What follows belongs to an exercise in optimizing a design on an open flow for small area, a short achievable clock period and few clock cycles per item; a production flow would make more cautious choices.
Function was checked by simulation only, so behaviour that the tests miss may differ from the original.
Not every run is shown, and edits may drop behaviour that the tests do not exercise.

Fig. 1: run 1, full-chip view from the flow's report step
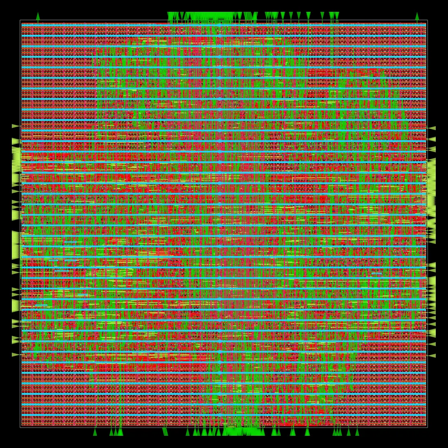
Fig. 2: run 1, signal wires by layer
The bar under the picture is 200 um long. Two of the layers only.
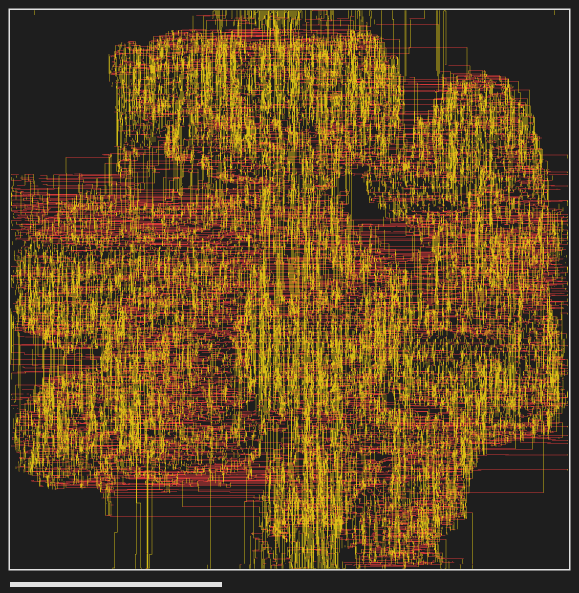
Fig. 3: run 1, wires at chosen ports, followed through buffers
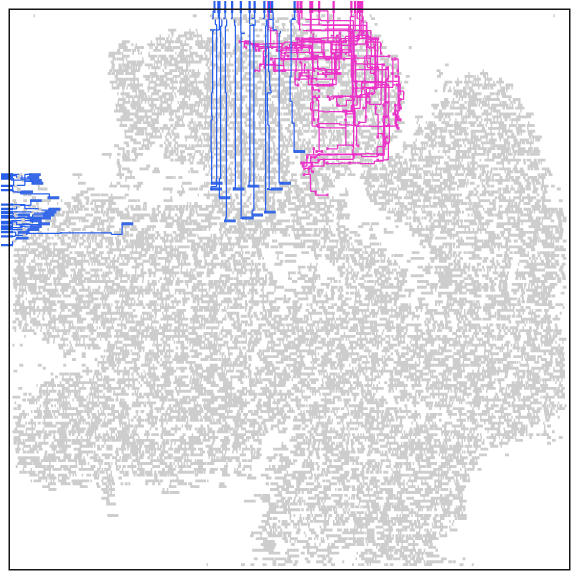
## config.mk

```make
export PLATFORM = sky130hd
export DESIGN_NAME = controller
export DESIGN_NICKNAME = controller
export VERILOG_FILES = /design/flow/design.v
export SDC_FILE = /design/flow/constraint.sdc
export NUM_CORES = 4
export LEC_CHECK = 0
export CAP_MARGIN = 20
export CORE_MARGIN = 2
export CORE_UTILIZATION = 40
export SLEW_MARGIN = 20
```

## constraint.sdc

```tcl
create_clock -name core_clock -period 10.0 [get_ports {clk}]
set_input_delay 2.0000 -clock core_clock [delete_from_list [all_inputs] [get_ports {clk}]]
set_output_delay 2.0000 -clock core_clock [all_outputs]
set_load 0.01 [all_outputs]
```

## design.v

```verilog
module MAC_Element #(
    parameter DW = 16
)
(
    input clk,
    input rst,   
    input start,
    input signed [DW-1:0] x_i,
    input signed [DW-1:0] w_i,
    input signed [2*DW-1:0] acc_in,
    output reg signed [2*DW-1:0] acc_out,
    output reg done
);
    wire signed [2*DW-1:0] product;
    assign product = x_i * w_i;
    always @(posedge clk) begin
        if (rst) begin
            acc_out <= 0;
            done <= 0;
        end
        else if (start) begin
            acc_out <= acc_in + product;
            done <= 1;
        end
        else begin
            done <= 0;
        end
    end
endmodule
module ROW_Element #(
    parameter DW = 16
)(
    input clk,
    input rst,
    input start,
    input signed [DW-1:0] x0,
    input signed [DW-1:0] x1,
    input signed [DW-1:0] x2,
    input signed [DW-1:0] w0,
    input signed [DW-1:0] w1,
    input signed [DW-1:0] w2,
    input signed [2*DW-1:0] acc_in,
    output signed [2*DW-1:0] acc0_out,
    output signed [2*DW-1:0] acc1_out,
    output signed [2*DW-1:0] acc2_out,
    output done
);
    wire done0, done1, done2;
    MAC_Element #(.DW(DW)) mac0 (
        .clk(clk),
        .rst(rst),
        .start(start),
        .x_i(x0),
        .w_i(w0),
        .acc_in(acc_in),
        .acc_out(acc0_out),
        .done(done0)
    );
    MAC_Element #(.DW(DW)) mac1 (
        .clk(clk),
        .rst(rst),
        .start(start),
        .x_i(x1),
        .w_i(w1),
        .acc_in(acc_in),
        .acc_out(acc1_out),
        .done(done1)
    );
    MAC_Element #(.DW(DW)) mac2 (
        .clk(clk),
        .rst(rst),
        .start(start),
        .x_i(x2),
        .w_i(w2),
        .acc_in(acc_in),
        .acc_out(acc2_out),
        .done(done2)
    );
    assign done = done0 & done1 & done2;
endmodule
module controller #(
    parameter DW = 16
)(
    input clk,
    input rst,
    input start,
    input signed [DW-1:0] x0,
    input signed [DW-1:0] x1,
    input signed [DW-1:0] x2,
    input signed [DW-1:0] w00, input signed [DW-1:0] w01, input signed [DW-1:0] w02,
    input signed [DW-1:0] w10, input signed [DW-1:0] w11, input signed [DW-1:0] w12,
    input signed [DW-1:0] w20, input signed [DW-1:0] w21, input signed [DW-1:0] w22,
    input signed [2*DW-1:0] b0,
    input signed [2*DW-1:0] b1,
    input signed [2*DW-1:0] b2,
    output signed [2*DW-1:0] y0,
    output signed [2*DW-1:0] y1,
    output signed [2*DW-1:0] y2,
    output done
);
    wire signed [2*DW-1:0] r0_0, r0_1, r0_2;
    wire signed [2*DW-1:0] r1_0, r1_1, r1_2;
    wire signed [2*DW-1:0] r2_0, r2_1, r2_2;
    wire done0, done1, done2;
    reg signed [2*DW-1:0] b0_r, b1_r, b2_r;
    always @(posedge clk) begin
        if (start && !rst) begin
            b0_r <= b0;
            b1_r <= b1;
            b2_r <= b2;
        end
    end
    ROW_Element #(.DW(DW)) row0 (
        .clk(clk),
        .rst(rst),
        .start(start),
        .x0(x0), .x1(x1), .x2(x2),
        .w0(w00), .w1(w01), .w2(w02),
        .acc_in(0),
        .acc0_out(r0_0), .acc1_out(r0_1), .acc2_out(r0_2),
        .done(done0)
    );
    ROW_Element #(.DW(DW)) row1 (
        .clk(clk),
        .rst(rst),
        .start(start),
        .x0(x0), .x1(x1), .x2(x2),
        .w0(w10), .w1(w11), .w2(w12),
        .acc_in(0),
        .acc0_out(r1_0), .acc1_out(r1_1), .acc2_out(r1_2),
        .done(done1)
    );
    ROW_Element #(.DW(DW)) row2 (
        .clk(clk),
        .rst(rst),
        .start(start),
        .x0(x0), .x1(x1), .x2(x2),
        .w0(w20), .w1(w21), .w2(w22),
        .acc_in(0),
        .acc0_out(r2_0), .acc1_out(r2_1), .acc2_out(r2_2),
        .done(done2)
    );
    wire signed [2*DW-1:0] dot0 = r0_0 + r0_1 + r0_2 + b0_r;
    wire signed [2*DW-1:0] dot1 = r1_0 + r1_1 + r1_2 + b1_r;
    wire signed [2*DW-1:0] dot2 = r2_0 + r2_1 + r2_2 + b2_r;
    assign y0 = (dot0 > 0) ? dot0 : 0;
    assign y1 = (dot1 > 0) ? dot1 : 0;
    assign y2 = (dot2 > 0) ? dot2 : 0;
    assign done = done0 & done1 & done2;
endmodule
```

## run.sh

```bash
#!/bin/bash
# synth_recipe.tcl (not shown) runs the flow's synth.tcl, then flattens the netlist and writes it again
# the make line also repeats each setting of config.mk as NAME=value (left out here)
make -C /OpenROAD-flow-scripts/flow DESIGN_CONFIG=/design/flow/config.mk WORK_HOME=/design/flow/orfs CLKGATE_MAP_FILE= SYNTH_SCRIPT=/design/flow/synth_recipe.tcl finish
```

==> results.toml, run 1 <==
[floorplanning]
core_area_sq_um = 271000
start_util_pct = 40.26

[synthesis]
synthDominantCellAreaShare_pct = 46.68
synth-warning-count = 2
synth.top_cells.by_area = "sky130_fd_sc_hd__fa_1, sky130_fd_sc_hd__ha_1, sky130_fd_sc_hd__inv_1, sky130_fd_sc_hd__and2_1, sky130_fd_sc_hd__dfxtp_1"
synthSimpleGateAreaFrac_pct = 14.54
synth_most_common_cell = "sky130_fd_sc_hd__inv_1"
synth.avg_cell_area_sq_um = 9.314
main_combinational_cell_family_by_area_after_synthesis = "adder cells"
compound_cell_area_share_of_the_yosys_netlist_pct = 6.105
post_synth_mux_area_share_pct = 1.174
syn_area_sq_um = 109100
synth.distinct_cells = 91
yosys_register_bits = 385

[worst_setup_path]
worst_setup_path_category = "flip-flop to output pin"
worst_setup_path_start_kind = "flip-flop"
slowest_stage = "sky130_fd_sc_hd__a211oi_2"
max_stage_delay_ns = 0.68
critical_path.startpoint = "row2.mac1.acc_out[5]$_SDFFE_PP0P_"
r2r.worst_path.cells = 2
critical_path.n_buffers_inverters = 2
critical_path.top_delay_family = "compound AO/OA/AOI/OAI gates"
worstPathCellList = "fa_1, fa_1, ha_1, o21ai_1, a211oi_2, a31oi_1, o311a_1, o21a_1, o21ai_2, a41oi_2, o21ai_0, a311oi_4, buf_4, nor3_1, clkdlybuf4s50_1"
regToRegEndpoint = "row1.mac0.acc_out[24]$_SDFFE_PP0P_"
crit-reg2reg-launch = "row1.mac0.acc_out[24]$_SDFFE_PP0P_"
critical_path_depth = 15
worstSetupEndpointType = "output pin"

[flow_run]
max_cap_viol_count = 0

[status]
status = "timing/DRC/antenna clean"

[finish]
seq_share_pct = 7.300
area_share_nonclk_buffers_pct = 4.309
n_fill_cell = 26640
inv_count = 2667
flow.area_growth_from_synthesis_pct = 8.836
nMultiInputCombCells = 8182
dominant_cells = "multi-input gates"
antenna_cells_inserted = 24
register_area_sq_um = 8668
multi_input_comb_area_sq_um = 88640
layout_commonest_cell = "sky130_fd_sc_hd__inv_1"

[placed_design]
placedCellCount = 15370
pre_cts_slack_ns = 0.8305
globalplace.congestion = 0.9193
dp.final_hpwl_um = 262300

[global_routing]
grt_remaining_overflow = 0
globalRouteMet2Util_pct = 38.05
grt_use_met3_pct = 2.512
grt_busiest_layer = "met2"
grt_first_pass_wirelength_um = 498800
antenna_found_initial = 33

[sta]
finClkSkew_ns = 0
worstMarginPinSlew_ns = 1.060
report.final.slew_viol_count = 0
min_period_over_period_pct = 91.07
fmaxAchievable_mhz = 109.8
slew-limit-headroom_pct = 28.88
hold_ws_ns = 0.4785
post-route-min-period_ns = 9.107
rsz_0062_raised_after_global_routing = "no"

[clock_network]
clk_pin_slew_worst_paths_ns = 0.06
clock-root-buffer = "sky130_fd_sc_hd__clkbuf_16"
worstSkewPairLatency_ns = 0.69
clk_path_buf_depth = 3
clock_tree_from_tritoncts = "done"
cts_resized = 0

[detailed_routing]
wire_per_inst_um = 20.33
viasPerCell = 5.032
detailroute.wirelength.met2_um = 147100
number_of_nets_with_antenna_violations_after_routing = 0

[min_path]
hold_path_startpoint = "row2.mac0.acc_out[0]$_SDFFE_PP0P_"
min_path_cells = 2
Testbench counts for the RTL of run 1, summed over its fixed seeds: cycles 2,056, items 2,048.
About Fig. 1:
final non-filler cell area: 118700 sq um
final core area utilization: 43.81%
number of rows created at floorplan: 191
floorplan die width: 526.3 um
full die area: 276900 sq um

About Fig. 2:
color	layer	wire length
yellow	metal 2	147 mm
red	metal 1	137 mm
Overall Global Routing Usage: 23.47%
total vias in the final route: 77930

About Fig. 3:
color	port	bits	direction	end cells	wire
magenta	w22	16	input	245	5030 um
blue	b1	32	input	32	2730 um
Buffers on Ports: 384
boundary pin count: 388

--- run 2: outline of the changes from run 1 ---
design.v: 150 -> 5188 lines; modules unchanged: 0
  MAC_Element: edited, 29 -> 24 lines
  FA: new, 4 lines
  HA: new, 4 lines
  controller: edited, 70 -> 5156 lines
  removed: ROW_Element
==> module HA as of run 2 <==
module HA (input a, input b, output s, output co);
  assign s = a ^ b;
  assign co = a & b;
endmodule
==> module FA as of run 2 <==
module FA (input a, input b, input c, output s, output co);
  assign s = a ^ b ^ c;
  assign co = (a & b) | (a & c) | (b & c);
endmodule
==> module MAC_Element as of run 2 <==
module MAC_Element #(
    parameter DW = 16
)(
    input clk,
    input rst,
    input start,
    input signed [DW-1:0] x_i,
    input signed [DW-1:0] w_i,
    input signed [2*DW-1:0] acc_in,
    output reg signed [2*DW-1:0] acc_out,
    output reg done
);
    always @(posedge clk) begin
        if (rst) begin
            acc_out <= 0;
            done <= 0;
        end else if (start) begin
            acc_out <= acc_in + x_i * w_i;
            done <= 1;
        end else begin
            done <= 0;
        end
    end
endmodule
--- a/config.mk
+++ b/config.mk
@@ -6,6 +6,9 @@
 export NUM_CORES = 4
 export LEC_CHECK = 0
+export ABC_AREA = 1
 export CAP_MARGIN = 20
 export CORE_MARGIN = 2
-export CORE_UTILIZATION = 40
+export CORE_UTILIZATION = 55
 export SLEW_MARGIN = 20
+export SYNTH_HIERARCHICAL = 1
+export SYNTH_MINIMUM_KEEP_SIZE = 0
==> run 2 against run 1 <==
Still clean. Synthesized cell count decreased by 41%. Synthesized area is 37% lower. Flip-flop and latch count up 375. Cell count is 44% lower. Via count decreased by 28%. Global-route usage up 20 points. Clock skew grew 0.037 ns. Die area shrank 54%. Clock-buffer cell count is 48 higher. Critical path type is now flip-flop to flip-flop. Highest routed layer unchanged.
==> results.toml, run 2 <==
[sta]
fmaxAchievable_mhz = 172.2
finClkSkew_ns = 0.03670
min_period_over_period_pct = 58.06
report.final.slew_viol_count = 0
post-route-min-period_ns = 5.806
rsz_0062_raised_after_global_routing = "no"

[synthesis]
synthDominantCellAreaShare_pct = 34.73
compound_cell_area_share_of_the_yosys_netlist_pct = 11.32
synthSimpleGateAreaFrac_pct = 7.547
synth_most_common_cell = "sky130_fd_sc_hd__fa_1"
post_synth_mux_area_share_pct = 0
syn_area_sq_um = 69000
synth.distinct_cells = 33

[global_routing]
grt_use_met3_pct = 17.45
grt_remaining_overflow = 0
globalRouteMet2Util_pct = 62.77
grt_first_pass_wirelength_um = 397300
grt.total_usage_pct = 43.36

[placed_design]
dp.final_hpwl_um = 203700
globalplace.congestion = 1.005
placedCellCount = 8540
pre_cts_slack_ns = 4.386
place.port_buffers = 384

[finish]
layout_commonest_cell = "sky130_fd_sc_hd__fa_1"
multi_input_comb_area_sq_um = 49510
nMultiInputCombCells = 5103
area_share_nonclk_buffers_pct = 6.140
register_area_sq_um = 15300
n_fill_cell = 10500
dominant_cells = "multi-input gates"

[detailed_routing]
num_vias = 56210
detailroute.wirelength.met2_um = 116500
wire_per_inst_um = 31.86

[min_path]
min_path_cells = 0

[clock_network]
clk_path_buf_depth = 3

[floorplanning]
full_die_area_sq_um = 128300
num_io_pins = 388

[worst_setup_path]
regToRegEndpoint = "r2819$_DFF_P_"
crit-reg2reg-launch = "r24$_DFF_P_"
r2r.worst_path.cells = 10
worstPathCellList = "inv_1, o21ai_4, buf_4, o22ai_1, xor2_1, fa_1, fa_1, fa_1, fa_1, fa_1"
worst_setup_path_start_kind = "flip-flop"

[status]
status = "timing/DRC/antenna clean"

[flow_run]
max_cap_viol_count = 0
Testbench counts for the RTL of run 2, summed over its fixed seeds: cycles 2,072, items 2,048.
Fig. 4: run 2, ports around the boundary
The bar under the picture is 100 um long. Pins as bars across the die edge, other pins in gray.
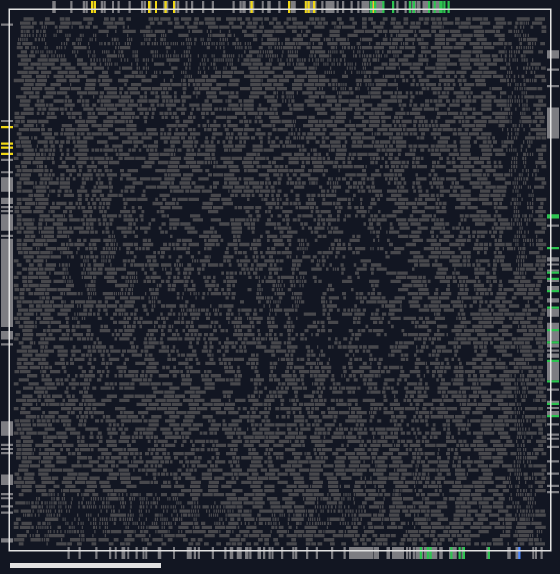
color	port	pins	direction	edge
green	b1	32	input	13 right, 12 top, 7 bottom
blue	rst	1	input	bottom
yellow	w22	16	input	12 top, 4 left
all pins by edge	108 bottom, 99 top, 98 left, 83 right
floorplan die width: 358.2 um
die extent in y: 358.2 um

Fig. 5: run 2, full-chip view from the flow's report step
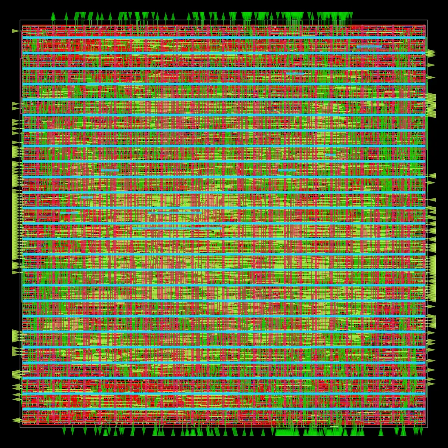
number of rows created at floorplan: 129
routed wire length: 277400 um
final non-filler cell area: 76780 sq um
number of cells in the finished layout apart from fillers: 8707
final core area utilization: 61.86%

Fig. 6: run 2, cell area per tile
36 x 36 tiles, from white (low) to dark blue (high), 0 to 100% covered.
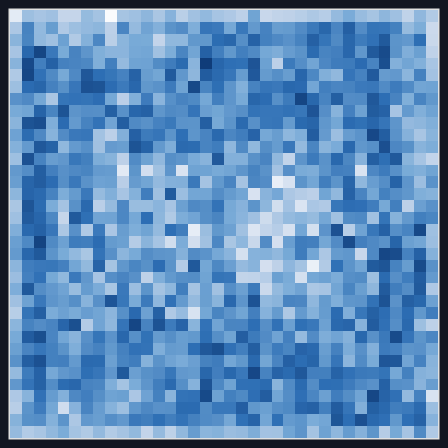
fullest tile	95%
tiles over 75% full	16%
emptiest ninth of the die	center
effective utilization at floorplan: 55.59%
Std-Cell Core Area: 124100 sq um

Fig. 7: run 2, wires at chosen ports, followed through buffers
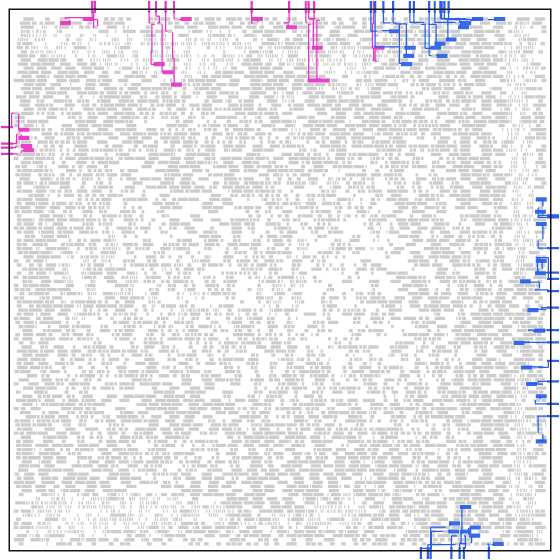
color	port	bits	direction	end cells	wire
magenta	w22	16	input	16	457 um
blue	b1	32	input	32	806 um

[port drivers added, routing unchanged]
The results above use ideal ports. As a check the final layouts listed here were re-extracted and re-timed, cells and wires unchanged. Step 1 (the two cells are an assumption about what drives the block):
set clk [get_ports {clk}]
set_driving_cell -lib_cell sky130_fd_sc_hd__clkbuf_16 $clk
set_driving_cell -lib_cell sky130_fd_sc_hd__buf_2 [delete_from_list [all_inputs] $clk]
Step 2 also shifts input and output timing later by t, the mid clock arrival at the registers, as if the neighbouring blocks saw the same clock. a / b / c = ideal ports / drivers / drivers and shift; a / b = the first two.
run	shift t [ns]	slack for setup (ns)	worst setup path at the end	worst slew at a driven data input, ns
run 1	0.768	0.893 / 0.799 / 0.661	input to register	0.19
run 2	0.806	4.194 / 4.194 / 4.194	register to register	0.08
After both steps setup and hold are still met in every run listed. For run 1, which loses most, drivers alone change the setup slack by -0.094 ns; drivers and shift together by -0.232 ns.
